Background: an optimization exercise with open tools, aiming at small area, a short achievable clock period and few clock cycles per item. Do not read the settings as production practice.
Only simulation tests tie the RTL to the original design; equivalence was not proved.

==> flow/design.v <==
`timescale 1ns/1ps
module fc_with_relu_layer #(
    parameter DATA_WIDTH = 16,
    parameter FRACTIONAL_BITS = 8,
    parameter LATENT_DIM_FC = 4,
    parameter NUM_OUT_CHANNELS_FC = 4,
    parameter NUM_OUT_FRAMES_FC = 1
) (
    input wire clk,
    input wire rst_n,
    input wire i_start,
    input wire [LATENT_DIM_FC*DATA_WIDTH-1:0] i_z,
    output wire o_busy,
    output reg o_done_tick,
    output reg [NUM_OUT_CHANNELS_FC*NUM_OUT_FRAMES_FC*DATA_WIDTH-1:0] o_fc_relu_result
);
    localparam signed [31:0] S16_MAX_VAL = (1<<(DATA_WIDTH-1))-1;
    localparam signed [31:0] S16_MIN_VAL = -(1<<(DATA_WIDTH-1));
    localparam signed [31:0] ROUND_CONST = (FRACTIONAL_BITS > 0) ? (1 << (FRACTIONAL_BITS - 1)) : 0;
    function signed [DATA_WIDTH-1:0] weight_fc(input integer i, input integer j);
        begin
            case (i*4+j)
                0: weight_fc = 26;   1: weight_fc = 51;   2: weight_fc = 77;   3: weight_fc = 102;
                4: weight_fc = 128;  5: weight_fc = 154;  6: weight_fc = 179;  7: weight_fc = 205;
                8: weight_fc = 51;   9: weight_fc = 102; 10: weight_fc = 154; 11: weight_fc = 205;
               12: weight_fc = 26;  13: weight_fc = 77;  14: weight_fc = 128; 15: weight_fc = 179;
                default: weight_fc = 0;
            endcase
        end
    endfunction
    function signed [DATA_WIDTH-1:0] bias_fc(input integer i);
        begin
            case (i)
                0: bias_fc = 3; 1: bias_fc = 5; 2: bias_fc = 8; 3: bias_fc = 10;
                default: bias_fc = 0;
            endcase
        end
    endfunction
    localparam IDLE = 1'b0, COMPUTE = 1'b1;
    reg current_state, next_state;
    always @(posedge clk or negedge rst_n) begin
        if (!rst_n) current_state <= IDLE;
        else current_state <= next_state;
    end
    always @* begin
        next_state = current_state;
        o_done_tick = 1'b0;
        case (current_state)
            IDLE: if (i_start) next_state = COMPUTE;
            COMPUTE: begin
                o_done_tick = 1'b1;
                next_state = IDLE;
            end
            default: next_state = IDLE;
        endcase
    end
    assign o_busy = (current_state == COMPUTE);
    reg [NUM_OUT_CHANNELS_FC*DATA_WIDTH-1:0] temp_combined_result_comb;
    reg signed [DATA_WIDTH-1:0] fc_intermediate_val;
    reg signed [31:0] acc;
    reg signed [31:0] prod;
    integer i, j;
    always @* begin
        temp_combined_result_comb = o_fc_relu_result;
        fc_intermediate_val = 0;
        acc = 0;
        prod = 0;
        for (i = 0; i < NUM_OUT_CHANNELS_FC; i = i + 1) begin
            acc = 32'sd0;
            for (j = 0; j < LATENT_DIM_FC; j = j + 1) begin
                prod = $signed(i_z[j*DATA_WIDTH +: DATA_WIDTH]) * weight_fc(i, j);
                acc = acc + ((prod + ROUND_CONST) >>> FRACTIONAL_BITS);
            end
            acc = acc + bias_fc(i);
            if (acc > S16_MAX_VAL) fc_intermediate_val = S16_MAX_VAL;
            else if (acc < S16_MIN_VAL) fc_intermediate_val = S16_MIN_VAL;
            else fc_intermediate_val = acc[DATA_WIDTH-1:0];
            if (fc_intermediate_val < 0) temp_combined_result_comb[i*DATA_WIDTH +: DATA_WIDTH] = 0;
            else temp_combined_result_comb[i*DATA_WIDTH +: DATA_WIDTH] = fc_intermediate_val;
        end
    end
    always @(posedge clk or negedge rst_n) begin
        if (!rst_n) o_fc_relu_result <= 0;
        else if (o_done_tick) o_fc_relu_result <= temp_combined_result_comb;
    end
endmodule
module upsample_module #(
    parameter NUM_CHANNELS = 4,
    parameter FRAMES_PER_CHANNEL_IN = 1,
    parameter SCALE_FACTOR = 2,
    parameter DATA_WIDTH = 16
) (
    input wire clk,
    input wire rst_n,
    input wire i_start,
    input wire [NUM_CHANNELS*FRAMES_PER_CHANNEL_IN*DATA_WIDTH-1:0] i_data,
    output reg o_done_tick,
    output reg [NUM_CHANNELS*FRAMES_PER_CHANNEL_IN*SCALE_FACTOR*DATA_WIDTH-1:0] o_result
);
    localparam FRAMES_PER_CHANNEL_OUT = FRAMES_PER_CHANNEL_IN * SCALE_FACTOR;
    reg [NUM_CHANNELS*FRAMES_PER_CHANNEL_OUT*DATA_WIDTH-1:0] temp_result_comb;
    localparam IDLE = 1'b0, UPSAMPLE_DATA = 1'b1;
    reg current_state, next_state;
    always @(posedge clk or negedge rst_n) begin
        if (!rst_n) current_state <= IDLE;
        else current_state <= next_state;
    end
    always @* begin
        next_state = current_state;
        o_done_tick = 1'b0;
        case (current_state)
            IDLE: if (i_start) next_state = UPSAMPLE_DATA;
            UPSAMPLE_DATA: begin
                o_done_tick = 1'b1;
                next_state = IDLE;
            end
            default: next_state = IDLE;
        endcase
    end
    integer ch, out_fr;
    always @* begin
        for (ch = 0; ch < NUM_CHANNELS; ch = ch + 1)
            for (out_fr = 0; out_fr < FRAMES_PER_CHANNEL_OUT; out_fr = out_fr + 1)
                temp_result_comb[(ch*FRAMES_PER_CHANNEL_OUT+out_fr)*DATA_WIDTH +: DATA_WIDTH] =
                    i_data[(ch*FRAMES_PER_CHANNEL_IN+out_fr/SCALE_FACTOR)*DATA_WIDTH +: DATA_WIDTH];
    end
    always @(posedge clk or negedge rst_n) begin
        if (!rst_n) o_result <= 0;
        else if (o_done_tick) o_result <= temp_result_comb;
    end
endmodule
module conv1d_module #(
    parameter LAYER = 1,
    parameter DATA_WIDTH = 16,
    parameter FRACTIONAL_BITS = 8,
    parameter NUM_IN_CHANNELS  = 4,
    parameter NUM_OUT_CHANNELS = 2,
    parameter KERNEL_SIZE      = 3,
    parameter PADDING          = 1,
    parameter STRIDE           = 1,
    parameter NUM_IN_FRAMES    = 2,
    parameter P_NUM_OUT_FRAMES = ((NUM_IN_FRAMES + 2 * PADDING) - KERNEL_SIZE) / STRIDE + 1
) (
    input wire clk,
    input wire rst_n,
    input wire i_start,
    input wire [NUM_IN_CHANNELS*NUM_IN_FRAMES*DATA_WIDTH-1:0] i_data,
    output reg [NUM_OUT_CHANNELS*P_NUM_OUT_FRAMES*DATA_WIDTH-1:0] o_result,
    output reg o_busy,
    output reg o_done_tick
);
    localparam NUM_IN_FRAMES_PADDED = NUM_IN_FRAMES + 2 * PADDING;
    localparam signed [31:0] S16_MAX_VAL = (1<<(DATA_WIDTH-1))-1;
    localparam signed [31:0] S16_MIN_VAL = -(1<<(DATA_WIDTH-1));
    localparam signed [31:0] ROUND_CONST = (FRACTIONAL_BITS > 0) ? (1<<(FRACTIONAL_BITS-1)) : 0;
    function signed [DATA_WIDTH-1:0] kernel(input integer oc, input integer ic, input integer k);
        begin
            kernel = 0;
            if (LAYER == 1) begin
                case ((oc*4+ic)*3+k)
                    0: kernel = 26;  1: kernel = 51;  2: kernel = 26;
                    3: kernel = 77;  4: kernel = 26;  5: kernel = 51;
                    6: kernel = 51;  7: kernel = 77;  8: kernel = 26;
                    9: kernel = 26; 10: kernel = 26; 11: kernel = 77;
                   12: kernel = 102; 13: kernel = 51; 14: kernel = 26;
                   15: kernel = 26; 16: kernel = 77; 17: kernel = 102;
                   18: kernel = 77; 19: kernel = 51; 20: kernel = 51;
                   21: kernel = 51; 22: kernel = 102; 23: kernel = 26;
                    default: kernel = 0;
                endcase
            end else if (LAYER == 2) begin
                case ((oc*2+ic)*3+k)
                    0: kernel = 128; 1: kernel = 26; 2: kernel = 51;
                    3: kernel = 51;  4: kernel = 77; 5: kernel = 128;
                    default: kernel = 0;
                endcase
            end else begin
                case (oc*1+ic+k)
                    0: kernel = 205; 1: kernel = 230;
                    default: kernel = 0;
                endcase
            end
        end
    endfunction
    function signed [DATA_WIDTH-1:0] bias(input integer oc);
        begin
            bias = 0;
            if (LAYER == 1) bias = (oc == 0) ? 16'sd13 : 16'sd15;
            else if (LAYER == 2) bias = 16'sd18;
            else bias = (oc == 0) ? 16'sd20 : 16'sd23;
        end
    endfunction
    localparam S_IDLE = 1'b0, S_COMPUTE = 1'b1;
    reg current_state, next_state;
    always @(posedge clk or negedge rst_n) begin
        if (!rst_n) current_state <= S_IDLE;
        else current_state <= next_state;
    end
    always @* begin
        next_state = current_state;
        o_done_tick = 1'b0;
        o_busy = 1'b0;
        case (current_state)
            S_IDLE: if (i_start) next_state = S_COMPUTE;
            S_COMPUTE: begin
                o_busy = 1'b1;
                o_done_tick = 1'b1;
                next_state = S_IDLE;
            end
            default: next_state = S_IDLE;
        endcase
    end
    reg [NUM_OUT_CHANNELS*P_NUM_OUT_FRAMES*DATA_WIDTH-1:0] temp_o_result_comb;
    reg signed [31:0] acc_mac_local;
    reg signed [31:0] prod_mac_local;
    reg signed [DATA_WIDTH-1:0] x;
    integer oc, of, ic_m, k_m, ifi;
    always @* begin
        acc_mac_local = 0;
        prod_mac_local = 0;
        x = 0;
        for (oc = 0; oc < NUM_OUT_CHANNELS; oc = oc + 1) begin
            for (of = 0; of < P_NUM_OUT_FRAMES; of = of + 1) begin
                acc_mac_local = 32'sd0;
                for (ic_m = 0; ic_m < NUM_IN_CHANNELS; ic_m = ic_m + 1) begin
                    for (k_m = 0; k_m < KERNEL_SIZE; k_m = k_m + 1) begin
                        ifi = of * STRIDE + k_m;
                        if (ifi < PADDING || ifi >= NUM_IN_FRAMES + PADDING) x = 0;
                        else x = i_data[(ic_m*NUM_IN_FRAMES + ifi - PADDING)*DATA_WIDTH +: DATA_WIDTH];
                        prod_mac_local = x * kernel(oc, ic_m, k_m);
                        acc_mac_local = acc_mac_local + ((prod_mac_local + ROUND_CONST) >>> FRACTIONAL_BITS);
                    end
                end
                acc_mac_local = acc_mac_local + bias(oc);
                if (acc_mac_local > S16_MAX_VAL)
                    temp_o_result_comb[(oc*P_NUM_OUT_FRAMES+of)*DATA_WIDTH +: DATA_WIDTH] = S16_MAX_VAL[DATA_WIDTH-1:0];
                else if (acc_mac_local < S16_MIN_VAL)
                    temp_o_result_comb[(oc*P_NUM_OUT_FRAMES+of)*DATA_WIDTH +: DATA_WIDTH] = S16_MIN_VAL[DATA_WIDTH-1:0];
                else
                    temp_o_result_comb[(oc*P_NUM_OUT_FRAMES+of)*DATA_WIDTH +: DATA_WIDTH] = acc_mac_local[DATA_WIDTH-1:0];
            end
        end
    end
    always @(posedge clk or negedge rst_n) begin
        if (!rst_n) o_result <= 0;
        else if (o_done_tick) o_result <= temp_o_result_comb;
    end
endmodule
module relu_module #(
    parameter NUM_CHANNELS = 4,
    parameter FRAMES_PER_CHANNEL = 1,
    parameter DATA_WIDTH = 16
) (
    input wire clk,
    input wire rst_n,
    input wire i_start,
    input wire [NUM_CHANNELS*FRAMES_PER_CHANNEL*DATA_WIDTH-1:0] i_data,
    output reg o_done_tick,
    output reg [NUM_CHANNELS*FRAMES_PER_CHANNEL*DATA_WIDTH-1:0] o_result
);
    localparam N = NUM_CHANNELS*FRAMES_PER_CHANNEL;
    localparam IDLE = 1'b0, APPLY_RELU = 1'b1;
    reg current_state, next_state;
    always @(posedge clk or negedge rst_n) begin
        if (!rst_n) current_state <= IDLE;
        else current_state <= next_state;
    end
    always @* begin
        next_state = current_state;
        o_done_tick = 1'b0;
        case (current_state)
            IDLE: if (i_start) next_state = APPLY_RELU;
            APPLY_RELU: begin
                o_done_tick = 1'b1;
                next_state = IDLE;
            end
            default: next_state = IDLE;
        endcase
    end
    reg [N*DATA_WIDTH-1:0] temp_result_comb;
    integer e;
    always @* begin
        for (e = 0; e < N; e = e + 1)
            temp_result_comb[e*DATA_WIDTH +: DATA_WIDTH] =
                i_data[e*DATA_WIDTH + DATA_WIDTH-1] ? {DATA_WIDTH{1'b0}} : i_data[e*DATA_WIDTH +: DATA_WIDTH];
    end
    always @(posedge clk or negedge rst_n) begin
        if (!rst_n) o_result <= 0;
        else if (o_done_tick) o_result <= temp_result_comb;
    end
endmodule
module full_chain_stage4 (
    input wire clk,
    input wire rst_n,
    input wire i_top_start,
    input wire [63:0] i_z_top,
    output reg o_top_busy,
    output reg o_top_done_tick,
    output wire [255:0] o_chain_result
);
    localparam DATA_WIDTH = 16;
    localparam FRACTIONAL_BITS = 8;
    wire fc_relu_done_sig, upsample0_done_sig, conv1_done_sig, relu1_done_sig;
    wire upsample1_done_sig, conv2_done_sig, relu2_done_sig, upsample2_done_sig;
    wire conv3_done_sig, relu3_done_sig;
    reg fc_relu_start_sig, upsample0_start_sig, conv1_start_sig, relu1_start_sig;
    reg upsample1_start_sig, conv2_start_sig, relu2_start_sig, upsample2_start_sig;
    reg conv3_start_sig, relu3_start_sig;
    wire [4*1*16-1:0]  data_fc_relu_out;
    wire [4*2*16-1:0]  data_upsample0_out;
    wire [2*2*16-1:0]  data_conv1_out;
    wire [2*2*16-1:0]  data_relu1_out;
    wire [2*4*16-1:0]  data_upsample1_out;
    wire [1*4*16-1:0]  data_conv2_out;
    wire [1*4*16-1:0]  data_relu2_out;
    wire [1*8*16-1:0]  data_upsample2_out;
    wire [2*8*16-1:0]  data_conv3_out;
    fc_with_relu_layer #(
        .DATA_WIDTH(DATA_WIDTH), .FRACTIONAL_BITS(FRACTIONAL_BITS), .LATENT_DIM_FC(4),
        .NUM_OUT_CHANNELS_FC(4), .NUM_OUT_FRAMES_FC(1)
    ) fc_relu_inst (.clk(clk), .rst_n(rst_n), .i_start(fc_relu_start_sig), .i_z(i_z_top), .o_busy(),
                    .o_done_tick(fc_relu_done_sig), .o_fc_relu_result(data_fc_relu_out));
    upsample_module #(.NUM_CHANNELS(4), .FRAMES_PER_CHANNEL_IN(1), .SCALE_FACTOR(2), .DATA_WIDTH(DATA_WIDTH))
    upsample0_inst (.clk(clk), .rst_n(rst_n), .i_start(upsample0_start_sig), .i_data(data_fc_relu_out),
                    .o_done_tick(upsample0_done_sig), .o_result(data_upsample0_out));
    conv1d_module #(.LAYER(1), .DATA_WIDTH(DATA_WIDTH), .FRACTIONAL_BITS(FRACTIONAL_BITS), .NUM_IN_CHANNELS(4),
                    .NUM_OUT_CHANNELS(2), .KERNEL_SIZE(3), .PADDING(1), .STRIDE(1), .NUM_IN_FRAMES(2), .P_NUM_OUT_FRAMES(2))
    conv1_inst (.clk(clk), .rst_n(rst_n), .i_start(conv1_start_sig), .i_data(data_upsample0_out), .o_busy(),
                .o_done_tick(conv1_done_sig), .o_result(data_conv1_out));
    relu_module #(.NUM_CHANNELS(2), .FRAMES_PER_CHANNEL(2), .DATA_WIDTH(DATA_WIDTH))
    relu1_inst (.clk(clk), .rst_n(rst_n), .i_start(relu1_start_sig), .i_data(data_conv1_out),
                .o_done_tick(relu1_done_sig), .o_result(data_relu1_out));
    upsample_module #(.NUM_CHANNELS(2), .FRAMES_PER_CHANNEL_IN(2), .SCALE_FACTOR(2), .DATA_WIDTH(DATA_WIDTH))
    upsample1_inst (.clk(clk), .rst_n(rst_n), .i_start(upsample1_start_sig), .i_data(data_relu1_out),
                    .o_done_tick(upsample1_done_sig), .o_result(data_upsample1_out));
    conv1d_module #(.LAYER(2), .DATA_WIDTH(DATA_WIDTH), .FRACTIONAL_BITS(FRACTIONAL_BITS), .NUM_IN_CHANNELS(2),
                    .NUM_OUT_CHANNELS(1), .KERNEL_SIZE(3), .PADDING(1), .STRIDE(1), .NUM_IN_FRAMES(4), .P_NUM_OUT_FRAMES(4))
    conv2_inst (.clk(clk), .rst_n(rst_n), .i_start(conv2_start_sig), .i_data(data_upsample1_out), .o_busy(),
                .o_done_tick(conv2_done_sig), .o_result(data_conv2_out));
    relu_module #(.NUM_CHANNELS(1), .FRAMES_PER_CHANNEL(4), .DATA_WIDTH(DATA_WIDTH))
    relu2_inst (.clk(clk), .rst_n(rst_n), .i_start(relu2_start_sig), .i_data(data_conv2_out),
                .o_done_tick(relu2_done_sig), .o_result(data_relu2_out));
    upsample_module #(.NUM_CHANNELS(1), .FRAMES_PER_CHANNEL_IN(4), .SCALE_FACTOR(2), .DATA_WIDTH(DATA_WIDTH))
    upsample2_inst (.clk(clk), .rst_n(rst_n), .i_start(upsample2_start_sig), .i_data(data_relu2_out),
                    .o_done_tick(upsample2_done_sig), .o_result(data_upsample2_out));
    conv1d_module #(.LAYER(3), .DATA_WIDTH(DATA_WIDTH), .FRACTIONAL_BITS(FRACTIONAL_BITS), .NUM_IN_CHANNELS(1),
                    .NUM_OUT_CHANNELS(2), .KERNEL_SIZE(1), .PADDING(0), .STRIDE(1), .NUM_IN_FRAMES(8), .P_NUM_OUT_FRAMES(8))
    conv3_inst (.clk(clk), .rst_n(rst_n), .i_start(conv3_start_sig), .i_data(data_upsample2_out), .o_busy(),
                .o_done_tick(conv3_done_sig), .o_result(data_conv3_out));
    relu_module #(.NUM_CHANNELS(2), .FRAMES_PER_CHANNEL(8), .DATA_WIDTH(DATA_WIDTH))
    relu3_inst (.clk(clk), .rst_n(rst_n), .i_start(relu3_start_sig), .i_data(data_conv3_out),
                .o_done_tick(relu3_done_sig), .o_result(o_chain_result));
    localparam [4:0]
        S_IDLE = 5'd0, S_FCR_START = 5'd1, S_FCR_WAIT = 5'd2, S_UP0_START = 5'd3, S_UP0_WAIT = 5'd4,
        S_C1_START = 5'd5, S_C1_WAIT = 5'd6, S_RL1_START = 5'd7, S_RL1_WAIT = 5'd8,
        S_UP1_START = 5'd9, S_UP1_WAIT = 5'd10, S_C2_START = 5'd11, S_C2_WAIT = 5'd12,
        S_RL2_START = 5'd13, S_RL2_WAIT = 5'd14, S_UP2_START = 5'd15, S_UP2_WAIT = 5'd16,
        S_C3_START = 5'd17, S_C3_WAIT = 5'd18, S_RL3_START = 5'd19, S_RL3_WAIT = 5'd20, S_ALL_DONE = 5'd21;
    reg [4:0] current_fsm_state, next_fsm_state;
    always @(posedge clk or negedge rst_n) begin
        if (!rst_n) current_fsm_state <= S_IDLE;
        else current_fsm_state <= next_fsm_state;
    end
    always @* begin
        next_fsm_state = current_fsm_state;
        {fc_relu_start_sig, upsample0_start_sig, conv1_start_sig, relu1_start_sig, upsample1_start_sig,
         conv2_start_sig, relu2_start_sig, upsample2_start_sig, conv3_start_sig, relu3_start_sig} = 10'b0;
        o_top_busy = 1'b1; o_top_done_tick = 1'b0;
        case (current_fsm_state)
            S_IDLE:      begin o_top_busy = 1'b0; if (i_top_start) next_fsm_state = S_FCR_START; end
            S_FCR_START: begin fc_relu_start_sig   = 1'b1; next_fsm_state = S_FCR_WAIT;  end
            S_FCR_WAIT:  if (fc_relu_done_sig)   next_fsm_state = S_UP0_START;
            S_UP0_START: begin upsample0_start_sig = 1'b1; next_fsm_state = S_UP0_WAIT;  end
            S_UP0_WAIT:  if (upsample0_done_sig) next_fsm_state = S_C1_START;
            S_C1_START:  begin conv1_start_sig     = 1'b1; next_fsm_state = S_C1_WAIT;   end
            S_C1_WAIT:   if (conv1_done_sig)     next_fsm_state = S_RL1_START;
            S_RL1_START: begin relu1_start_sig     = 1'b1; next_fsm_state = S_RL1_WAIT;  end
            S_RL1_WAIT:  if (relu1_done_sig)     next_fsm_state = S_UP1_START;
            S_UP1_START: begin upsample1_start_sig = 1'b1; next_fsm_state = S_UP1_WAIT;  end
            S_UP1_WAIT:  if (upsample1_done_sig) next_fsm_state = S_C2_START;
            S_C2_START:  begin conv2_start_sig     = 1'b1; next_fsm_state = S_C2_WAIT;   end
            S_C2_WAIT:   if (conv2_done_sig)     next_fsm_state = S_RL2_START;
            S_RL2_START: begin relu2_start_sig     = 1'b1; next_fsm_state = S_RL2_WAIT;  end
            S_RL2_WAIT:  if (relu2_done_sig)     next_fsm_state = S_UP2_START;
            S_UP2_START: begin upsample2_start_sig = 1'b1; next_fsm_state = S_UP2_WAIT;  end
            S_UP2_WAIT:  if (upsample2_done_sig) next_fsm_state = S_C3_START;
            S_C3_START:  begin conv3_start_sig     = 1'b1; next_fsm_state = S_C3_WAIT;   end
            S_C3_WAIT:   if (conv3_done_sig)     next_fsm_state = S_RL3_START;
            S_RL3_START: begin relu3_start_sig     = 1'b1; next_fsm_state = S_RL3_WAIT;  end
            S_RL3_WAIT:  if (relu3_done_sig)     next_fsm_state = S_ALL_DONE;
            S_ALL_DONE:  begin o_top_done_tick = 1'b1; o_top_busy = 1'b0;
                               next_fsm_state = i_top_start ? S_FCR_START : S_IDLE; end
            default:     begin next_fsm_state = S_IDLE; o_top_busy = 1'b0; end
        endcase
    end
endmodule
==> flow/run.sh <==
#!/bin/bash
# synth_recipe.tcl (not shown) runs the flow's synth.tcl, then flattens the netlist and writes it again
# the make line also repeats each setting of config.mk as NAME=value (left out here)
make -C /OpenROAD-flow-scripts/flow DESIGN_CONFIG=/design/flow/config.mk WORK_HOME=/design/flow/orfs CLKGATE_MAP_FILE= SYNTH_SCRIPT=/design/flow/synth_recipe.tcl finish
==> flow/config.mk <==
export PLATFORM = sky130hd
export DESIGN_NAME = full_chain_stage4
export DESIGN_NICKNAME = full_chain_stage4
export VERILOG_FILES = /design/flow/design.v
export SDC_FILE = /design/flow/constraint.sdc
export NUM_CORES = 4
export LEC_CHECK = 0
export CAP_MARGIN = 20
export CORE_MARGIN = 10
export CORE_UTILIZATION = 40
export SLEW_MARGIN = 20
==> flow/constraint.sdc <==
create_clock -name core_clock -period 12.5 [get_ports {clk}]
set_input_delay 2.5000 -clock core_clock [delete_from_list [all_inputs] [get_ports {clk}]]
set_output_delay 2.5000 -clock core_clock [all_outputs]
set_load 0.01 [all_outputs]
### Signal wires on met1

Drawn at 1 px/um. Supply wires on this layer in gray. Cells faint in the background.
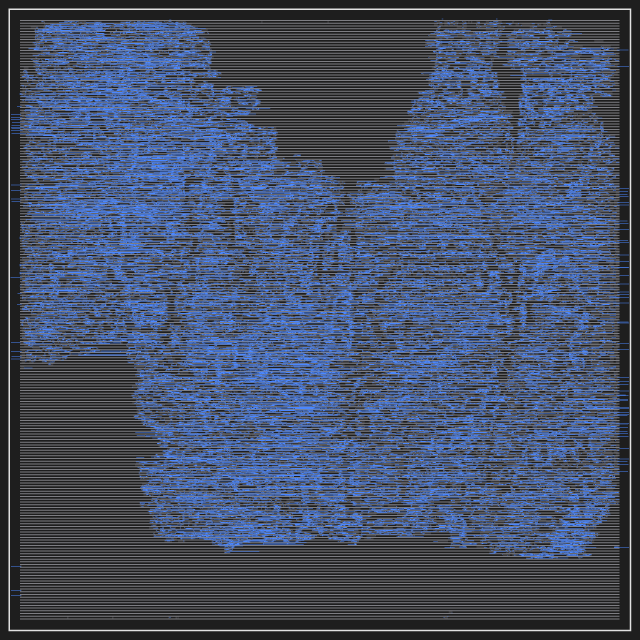
The longest straight run is 110 um. The layer holds 44% of the routed length.
met1 Use GR: 24.8%
vias: 109,000
wirelength, routed: 381 mm

### M2 wires

Drawn at 1 px/um.
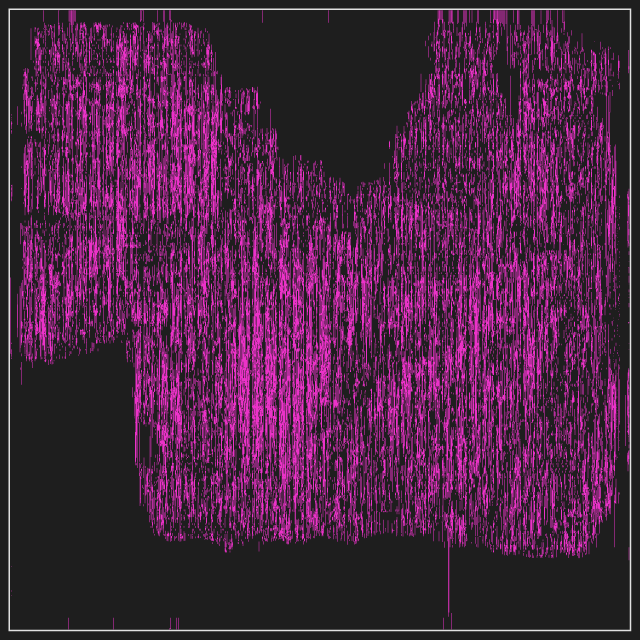
17,069 nets have wire on it. The longest straight run is 142 um. The layer carries 183 mm of wire. The layer holds 48% of the routed length. The wires run mostly vertical.
GR met2 Demand/Resource: 34.3%

### The metal 3 layer

Drawn at 1 px/um.
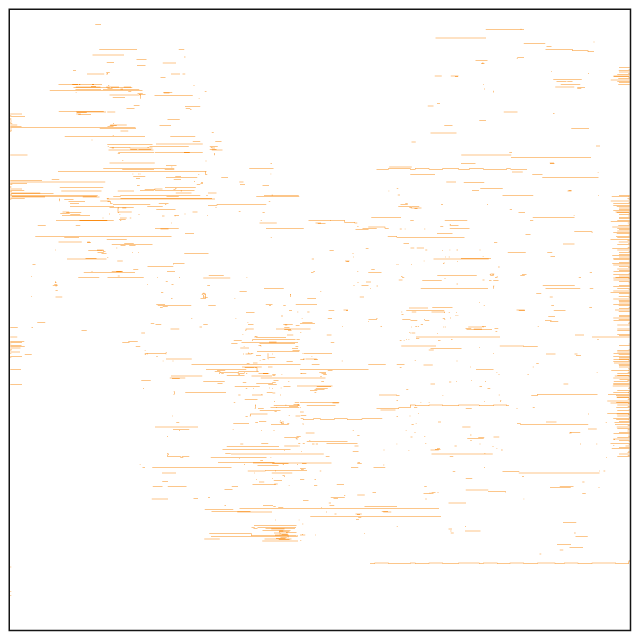
The wires run mostly horizontal. The longest straight run is 199 um. The layer carries 13,800 um of wire.
grt met3 use: 2.11%

==> results.ini <==
[status]
status=no timing/DRC/antenna violations

[synth]
synth.avg_cell_area_um2=8.91
synth_ff_type=dfrtp_1
async_reset_ff_share_pct=100
syn_inst=16200
synth-edff-count=0
synth-seq-cells=782
ys_seq_area_share_pct=13.6
yosysWarnings=11
ys_types=134
syn_area_um2=144000

[sta]
min_period_over_period_pct=96.4
worst_pin_slew_ps=1090
final-setup-viol-count=0
fin_skew_ps=41.0
timing.hold.ws_ps=449
timing.final.ws_setup_ps=449
setup_tns_ps=0
hold_viol=0
period_minus_slack_ps=12050
fmax_mhz=83.0
slew_headroom_pct=27.2
slew_viol_final=0

[min_path]
hp-class=reg -> reg
worstHoldStart=relu1_inst.o_result[7]

[global_route]
grt_max_degree=144
grt_pass1_wl_mm=609
antenna_found_initial=9
grt_pass1_vias=110000
grt_usage_pct=19.6
overflow=0

[placed_design]
port-buffer-count=308
dpl_cell_area_um2=155000
pre_cts_ws_ps=-234
dp_cells=21300
dp_hpwl_mm=331
gp_congestion=0.973

[finish]
layout-drive-gt1-share_pct=6.38
final_nets=20800
post-route-cell-area_um2=159000
fillers=35600
final_common_cell=inv_1
area_growth_pct=10.1
fin_util_pct=44.2
fin_cells=21500
final_cell_mix=3,281 x inv_1, 2,686 x ha_1, 1,377 x fa_1

[clock_tree]
clock_sinks=782
clk_latency_ps=740
clk_pin_slew_worst_paths_ps=60
cts.hold.buffers_added=0
cts_made_buffers=93
cts_tree=built
clock-root-buffer=clkbuf_16
cts-htree-levels=3
max-clock-path-buffers=3

[run]
cap_violations=0

[critical_path]
critical_path.max_stage_delay_ps=610
crit_type=reg -> reg
r2r_setup_slack_ps=450
reg2reg_to=conv1_inst.o_result[43]
required_ps=13080
crit_slowest_cell=fa_1
end_kind=flip-flop
rr_worst_depth=51
endpoint=conv1_inst.o_result[43]
critPathArrivalTime_ps=12630
r2r-start=upsample0_inst.o_result[17]
start_kind=flip-flop
cp_max_fo=15
startpoint=upsample0_inst.o_result[17]

[detailed_routing]
via_per_inst=5.06
wl_per_cell_um=17.7
detail_route.first_pass.iterations=7
drtIter0Drc=5234
ant_nets=0
drc=0

[floorplan]
start_util_pct=40.1
die_h_um=620
die-area_um2=384000
rows=220
io_pins=325
core_um2=359000
dieWidth_um=620

Testbench counts, summed over its fixed seeds: cycles 8,072, items 384.
[Yosys cell counts, drive strengths merged, types with 186 or more instances]
| library cell | count | area share [%] |
|---|---|---|
| nand2 | 683 | 1.8 |
| nor2b | 186 | 0.81 |
| inv | 3283 | 8.6 |
| dfrtp | 782 | 14 |
| a21oi | 783 | 2.8 |
| xor2 | 504 | 3.1 |
| nor2 | 850 | 2.2 |
| nand3 | 263 | 0.92 |
| nor3 | 289 | 1.0 |
| clkbuf | 239 | 0.65 |
| fa | 1378 | 19 |
| ha | 2690 | 23 |
| xnor2 | 913 | 5.6 |
| a21o | 204 | 1.1 |
| o21ai | 728 | 2.5 |
| nand3b | 217 | 1.1 |
[critical path, delay by kind of cell, from the launching register on]
| kind | cells | cell delay, ps |
|---|---|---|
| DFF | 1 | 400 |
| adders and majority gates | 12 | 4770 |
| AOI/OAI and AO/OA | 21 | 3340 |
| and+or+nand+nor | 9 | 2150 |
| buffers and inverters | 5 | 610 |
| xor gates and xnor gates | 4 | 630 |
[what timing repair did]
action	4_1_cts	5_1_grt
hold endpoints to repair	0	0
endpoints found under the setup margin	0	76
setup buffers	0	6
resized for setup	0	111
[state kept, by name (all words and copies together) (netlist names), 5 cells and up]
register / cells
conv3_inst.o_result: 144
conv1_inst.o_result: 64
relu2_inst.o_result: 60
upsample0_inst.o_result: 60
upsample2_inst.o_result: 60
upsample1_inst.o_result: 60
conv2_inst.o_result: 64
fc_relu_inst.o_fc_relu_result: 60
relu1_inst.o_result: 60
relu3_inst.o_result: 135
current_fsm_state: 5
[routing by layer]
layer / GRT usage [%] / vias to the layer above / routed length (um)
met5: 0 / - / 37
met2: 34.3 / 1734 / 183000
met4: 7.26 / 6 / 17000
met3: 2.11 / 525 / 13800
met1: 24.8 / 52200 / 167000
li1: - / 54400 / -
[how the worst min path moves through the flow]
| stage | to | depth (start not counted) |
|---|---|---|
| floorplan | upsample1_inst.o_result[81] | 2 |
| global placement | upsample1_inst.o_result[114] | 2 |
| detailed placement | upsample1_inst.o_result[89] | 2 |
| CTS | upsample1_inst.o_result[23] | 2 |
| global route | upsample1_inst.o_result[88] | 2 |
| finish | upsample1_inst.o_result[23] | 2 |
[cell families after synthesis]
group	count (synthesis)	share of synthesized area [%]
AO/OA/AOI/OAI	2885	13.1
multiplexers	81	0.605
flip-flops	782	13.6
buffers and inverters	3697	10.0
other	1	0.00261
AND/OR/NAND/NOR	3227	11.4
adder cells (fa/ha/maj)	4071	42.6
XOR/XNOR	1418	8.65
[layout make-up]
| cell class | count | area (um^2) | area share [%] |
|---|---|---|---|
| Multi-Input combinational cell | 11700 | 110000 | 69.7 |
| Sequential cell | 782 | 19600 | 12.4 |
| Inverter | 3286 | 12300 | 7.78 |
| Timing Repair Buffer | 790 | 6810 | 4.29 |
| Tap cell | 4773 | 5970 | 3.77 |
| Clock buffer | 127 | 2740 | 1.73 |
| Clock inverter | 46 | 588 | 0.371 |
| Antenna cell | 6 | 15.0 | 0.00947 |

-- static timing again, ports no longer ideal --
The results above use ideal ports. As a check the final layout listed here was re-extracted and re-timed, cells and wires unchanged. Step 1: set_driving_cell puts a clkbuf_16 on clk and a buf_2 on each other input, an assumption about the parent block. Step 2 moves the port delays by t, midway between the first and last clock arrival at a register: inputs arrive t later, outputs are due t later. That takes back most of the time a late clock gives input paths. Three values: ideal, step 1, step 2; two values: the first two.
shift t [ns]: 0.816
setup slack, ns: 0.449 / 0.449 / -0.064
hold slack, ns: 0.449 / 0.449 / 0.449
Met with ideal ports but missed after step 2: setup timing in this run. For this run, drivers alone change the setup slack by 0.000 ns; drivers and shift together by -0.513 ns.
